What follows belongs to an exercise in optimizing a design on an open flow for small area, a short achievable clock period and few clock cycles per item; a production flow would make more cautious choices. Only simulation tests tie the RTL to the original design; equivalence was not proved.

placement_by_type.png
Scale bar: 200 um. Fill, decap, tap and diode cells in gray.
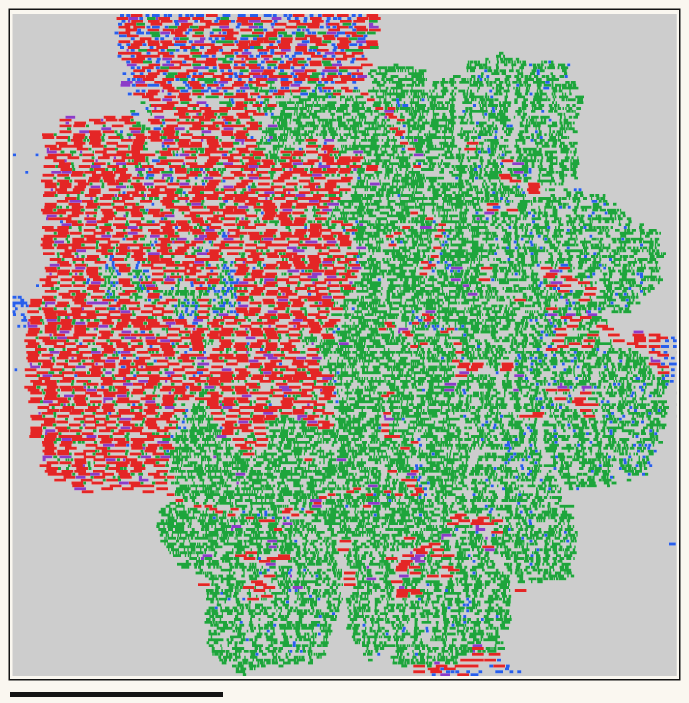
metal_density.png
Scale bar: 200 um. 31 x 31 tiles, from black (low) to pale yellow (high), scaled to the fullest tile. Values are wire area over tile area, all layers added.
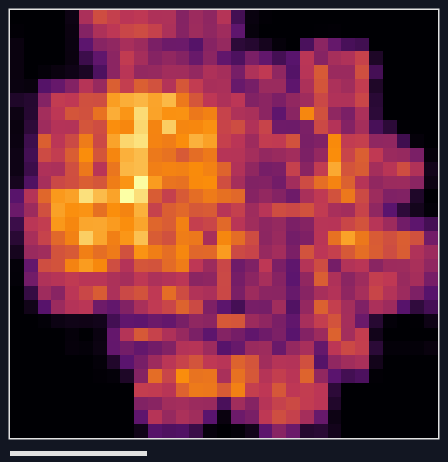
[design/flow/design.v]
module pc_dot_array #(
    parameter FP_SIZE = 16,
    parameter PC_NUM  = 16,
    parameter K       = 6
) (
    input  wire                      clk,
    input  wire                      clear,
    input  wire                      step,
    input  wire [FP_SIZE-1:0]        x_elem,
    input  wire [K*FP_SIZE-1:0]      v_elems,
    output wire [K*FP_SIZE-1:0]      out_vector
);
    reg [FP_SIZE-1:0] acc [0:K-1];
    integer i;
    always @(posedge clk) begin
        for (i = 0; i < K; i = i + 1) begin
            if (clear)
                acc[i] <= {FP_SIZE{1'b0}};
            else if (step)
                acc[i] <= acc[i] + x_elem * v_elems[i*FP_SIZE +: FP_SIZE];
        end
    end
    genvar g;
    generate
        for (g = 0; g < K; g = g + 1) begin : OUT
            assign out_vector[g*FP_SIZE +: FP_SIZE] = acc[g];
        end
    endgenerate
endmodule
module pca_score #(
    parameter FP_SIZE = 16,
    parameter N       = 4
) (
    input  wire [N*FP_SIZE-1:0] eigen_values,
    input  wire [N*FP_SIZE-1:0] principal_comps,
    output reg  [FP_SIZE-1:0]   pc_score
);
    reg [FP_SIZE-1:0] sq;
    reg [FP_SIZE-1:0] lam;
    integer i;
    always @(*) begin
        pc_score = {FP_SIZE{1'b0}};
        for (i = 0; i < N; i = i + 1) begin
            sq  = principal_comps[i*FP_SIZE +: FP_SIZE] * principal_comps[i*FP_SIZE +: FP_SIZE];
            lam = eigen_values[i*FP_SIZE +: FP_SIZE];
            if (lam == {FP_SIZE{1'b0}})
                pc_score = pc_score + {FP_SIZE{1'b1}};
            else
                pc_score = pc_score + sq / lam;
        end
    end
endmodule
module threshold_compare #(
    parameter FP_SIZE = 16
) (
    input  wire [FP_SIZE-1:0] maj_pc_score,
    input  wire [FP_SIZE-1:0] min_pc_score,
    input  wire [FP_SIZE-1:0] t_max,
    input  wire [FP_SIZE-1:0] t_min,
    output wire               out_d
);
    assign out_d = (maj_pc_score > t_max) || (min_pc_score > t_min);
endmodule
module nsl_ids #(
    parameter FP_SIZE    = 16,
    parameter PC_NUM     = 16,
    parameter MAJ_PC_NUM = 4,
    parameter MIN_PC_NUM = 2
) (
    input  wire                      clk,
    input  wire                      rst,
    input  wire                      cfg_we,
    input  wire [6:0]                cfg_addr,
    input  wire [FP_SIZE-1:0]        cfg_data,
    input  wire                      s_valid,
    output wire                      s_ready,
    input  wire [PC_NUM*FP_SIZE-1:0] s_data,
    output reg                       res_valid,
    output reg                       ids_out,
    output reg  [FP_SIZE-1:0]        maj_score,
    output reg  [FP_SIZE-1:0]        min_score
);
    localparam K = MAJ_PC_NUM + MIN_PC_NUM;
    reg [FP_SIZE-1:0] vec [0:K*PC_NUM-1];
    reg [FP_SIZE-1:0] lam [0:K-1];
    reg [FP_SIZE-1:0] t_max, t_min;
    integer i;
    always @(posedge clk) begin
        if (cfg_we) begin
            for (i = 0; i < K*PC_NUM; i = i + 1)
                if (cfg_addr == i) vec[i] <= cfg_data;
            for (i = 0; i < K; i = i + 1)
                if (cfg_addr == K*PC_NUM + i) lam[i] <= cfg_data;
            if (cfg_addr == K*PC_NUM + K)     t_max <= cfg_data;
            if (cfg_addr == K*PC_NUM + K + 1) t_min <= cfg_data;
        end
    end
    localparam S_IDLE = 2'd0, S_MAC = 2'd1, S_SCORE = 2'd2;
    reg [1:0]                  state;
    reg [3:0]                  cnt;
    reg [PC_NUM*FP_SIZE-1:0]   x;
    assign s_ready = (state == S_IDLE);
    always @(posedge clk) begin
        if (rst) begin
            state     <= S_IDLE;
            cnt       <= 4'd0;
            res_valid <= 1'b0;
        end else begin
            res_valid <= 1'b0;
            case (state)
                S_IDLE: if (s_valid) begin
                    x     <= s_data;
                    cnt   <= 4'd0;
                    state <= S_MAC;
                end
                S_MAC: begin
                    cnt <= cnt + 4'd1;
                    if (cnt == PC_NUM - 1) state <= S_SCORE;
                end
                default: begin
                    res_valid <= 1'b1;
                    state     <= S_IDLE;
                end
            endcase
        end
    end
    wire [FP_SIZE-1:0]   x_elem = x[cnt*FP_SIZE +: FP_SIZE];
    wire [K*FP_SIZE-1:0] v_elems;
    wire [K*FP_SIZE-1:0] pc_values;
    wire [K*FP_SIZE-1:0] lam_flat;
    genvar g;
    generate
        for (g = 0; g < K; g = g + 1) begin : SEL
            assign v_elems[g*FP_SIZE +: FP_SIZE]  = vec[g*PC_NUM + cnt];
            assign lam_flat[g*FP_SIZE +: FP_SIZE] = lam[g];
        end
    endgenerate
    pc_dot_array #(.FP_SIZE(FP_SIZE), .PC_NUM(PC_NUM), .K(K)) dot_array (
        .clk(clk),
        .clear(state == S_IDLE),
        .step(state == S_MAC),
        .x_elem(x_elem),
        .v_elems(v_elems),
        .out_vector(pc_values)
    );
    wire [FP_SIZE-1:0] maj_w, min_w;
    pca_score #(.FP_SIZE(FP_SIZE), .N(MAJ_PC_NUM)) maj_score_inst (
        .eigen_values(lam_flat[0 +: MAJ_PC_NUM*FP_SIZE]),
        .principal_comps(pc_values[0 +: MAJ_PC_NUM*FP_SIZE]),
        .pc_score(maj_w)
    );
    pca_score #(.FP_SIZE(FP_SIZE), .N(MIN_PC_NUM)) min_score_inst (
        .eigen_values(lam_flat[MAJ_PC_NUM*FP_SIZE +: MIN_PC_NUM*FP_SIZE]),
        .principal_comps(pc_values[MAJ_PC_NUM*FP_SIZE +: MIN_PC_NUM*FP_SIZE]),
        .pc_score(min_w)
    );
    wire ids_d;
    threshold_compare #(.FP_SIZE(FP_SIZE)) threshold_inst (
        .maj_pc_score(maj_w),
        .min_pc_score(min_w),
        .t_max(t_max),
        .t_min(t_min),
        .out_d(ids_d)
    );
    always @(posedge clk) begin
        if (state == S_SCORE) begin
            maj_score <= maj_w;
            min_score <= min_w;
            ids_out   <= ids_d;
        end
    end
endmodule
[design/flow/run.sh]
#!/bin/bash
# synth_recipe.tcl (not shown) runs the flow's synth.tcl, then flattens the netlist and writes it again
# the make line also repeats each setting of config.mk as NAME=value (left out here)
make -C /OpenROAD-flow-scripts/flow DESIGN_CONFIG=/design/flow/config.mk WORK_HOME=/design/flow/orfs CLKGATE_MAP_FILE= SYNTH_SCRIPT=/design/flow/synth_recipe.tcl finish
[design/flow/config.mk]
export PLATFORM = sky130hd
export DESIGN_NAME = nsl_ids
export DESIGN_NICKNAME = nsl_ids
export VERILOG_FILES = /design/flow/design.v
export SDC_FILE = /design/flow/constraint.sdc
export NUM_CORES = 4
export LEC_CHECK = 0
export CAP_MARGIN = 20
export CORE_MARGIN = 2
export CORE_UTILIZATION = 40
export SLEW_MARGIN = 20
[design/flow/constraint.sdc]
create_clock -name core_clock -period 40.0 [get_ports {clk}]
set_input_delay 8.0000 -clock core_clock [delete_from_list [all_inputs] [get_ports {clk}]]
set_output_delay 8.0000 -clock core_clock [all_outputs]
set_load 0.01 [all_outputs]
==> results.ini <==
[worst_setup_path]
end_kind=flop
rrSetupSlack_ns=1.96
ff2ff_path_depth=182
worst_ep_required_time_ns=40.65
critPathMostFrequentCell=ha_1

[floorplanning]
die_area_mm2=0.393

[clock_network]
insertion_delay_ns=1.00
cts_resized=21
cts_hold_buffers=0

[worst_hold_path]
min_to=dot_array.acc[3][14]
hold_path_depth=2

[timing]
fmax_ghz=0.0263
finalClockSkew_ns=0.141
fin_crit_sh=0.951

[finish]
largestRegisters=vec x1440, x x240, lam x96
final_cell_mix=1,944 x inv_1, 1,841 x edfxtp_1, 1,502 x ha_1, 1,484 x nand2_1, 984 x fa_1
multi_input_area_mm2=0.0902
regArea_mm2=0.0573
clkCellAreaFrac=0.0391

[placement]
dpl.cell_count=20500

[power]
clkPwrFrac=0.114
pg_seq_mw=2.36

[yosys]
synth-seq-cells=1938
netlist_top_cells_count=1,958 x inv_1, 1,841 x edfxtp_1, 1,509 x ha_1
yosys.area_share.simple=0.119

[run_status]
outcome=finished clean

Testbench counts, summed over its fixed seeds: cycles 9,224, items 512.
Notes on placement_by_type.png above:
Key: blue = other buffers and delay cells [cells 937]; green = combinational and other logic [cells 12,558]; red = flops [cells 1,938]; purple = clock drivers and dummy loads [cells 390]
post-route cell area: 0.176 mm^2
floorplan core area: 0.386 mm^2
Finished Core Util: 0.457

Notes on metal_density.png above:
The densest ninth of the die: west. The fullest tile reaches 0.56. The mean over all tiles is 0.20. 21% of the tiles are nearly empty. The emptiest ninth of the die: south-west.

[afterwards: timing with drivers on the ports]
How much do the figures lean on ideal ports? The routed layout below was timed once more, with nothing changed but the port constraints.
Step 1 sets driving cells, clkbuf_16 on the clock port and buf_2 on the other inputs (assumed; they add their load-dependent delay and slew).
Step 2 adds t to the input delays and takes it off the output delays; t is the mean of the earliest and latest rising clock arrival at the registers after step 1. Input paths then give back, and output paths get back, about the clock's delay inside the block.
Slacks: ideal ports / drivers / drivers and shift; pairs: ideal ports / drivers.
t, ns: 1.040
setup WS [ns]: 1.964 / 1.964 / 1.964
slew at the worst register clock pin (ns): 0.07 / 0.07
cell pins on the clock port's net: 1
After both steps setup and hold are still met in this run. The setup slack of this run moves by 0.000 ns with the drivers and by 0.000 ns with both steps.
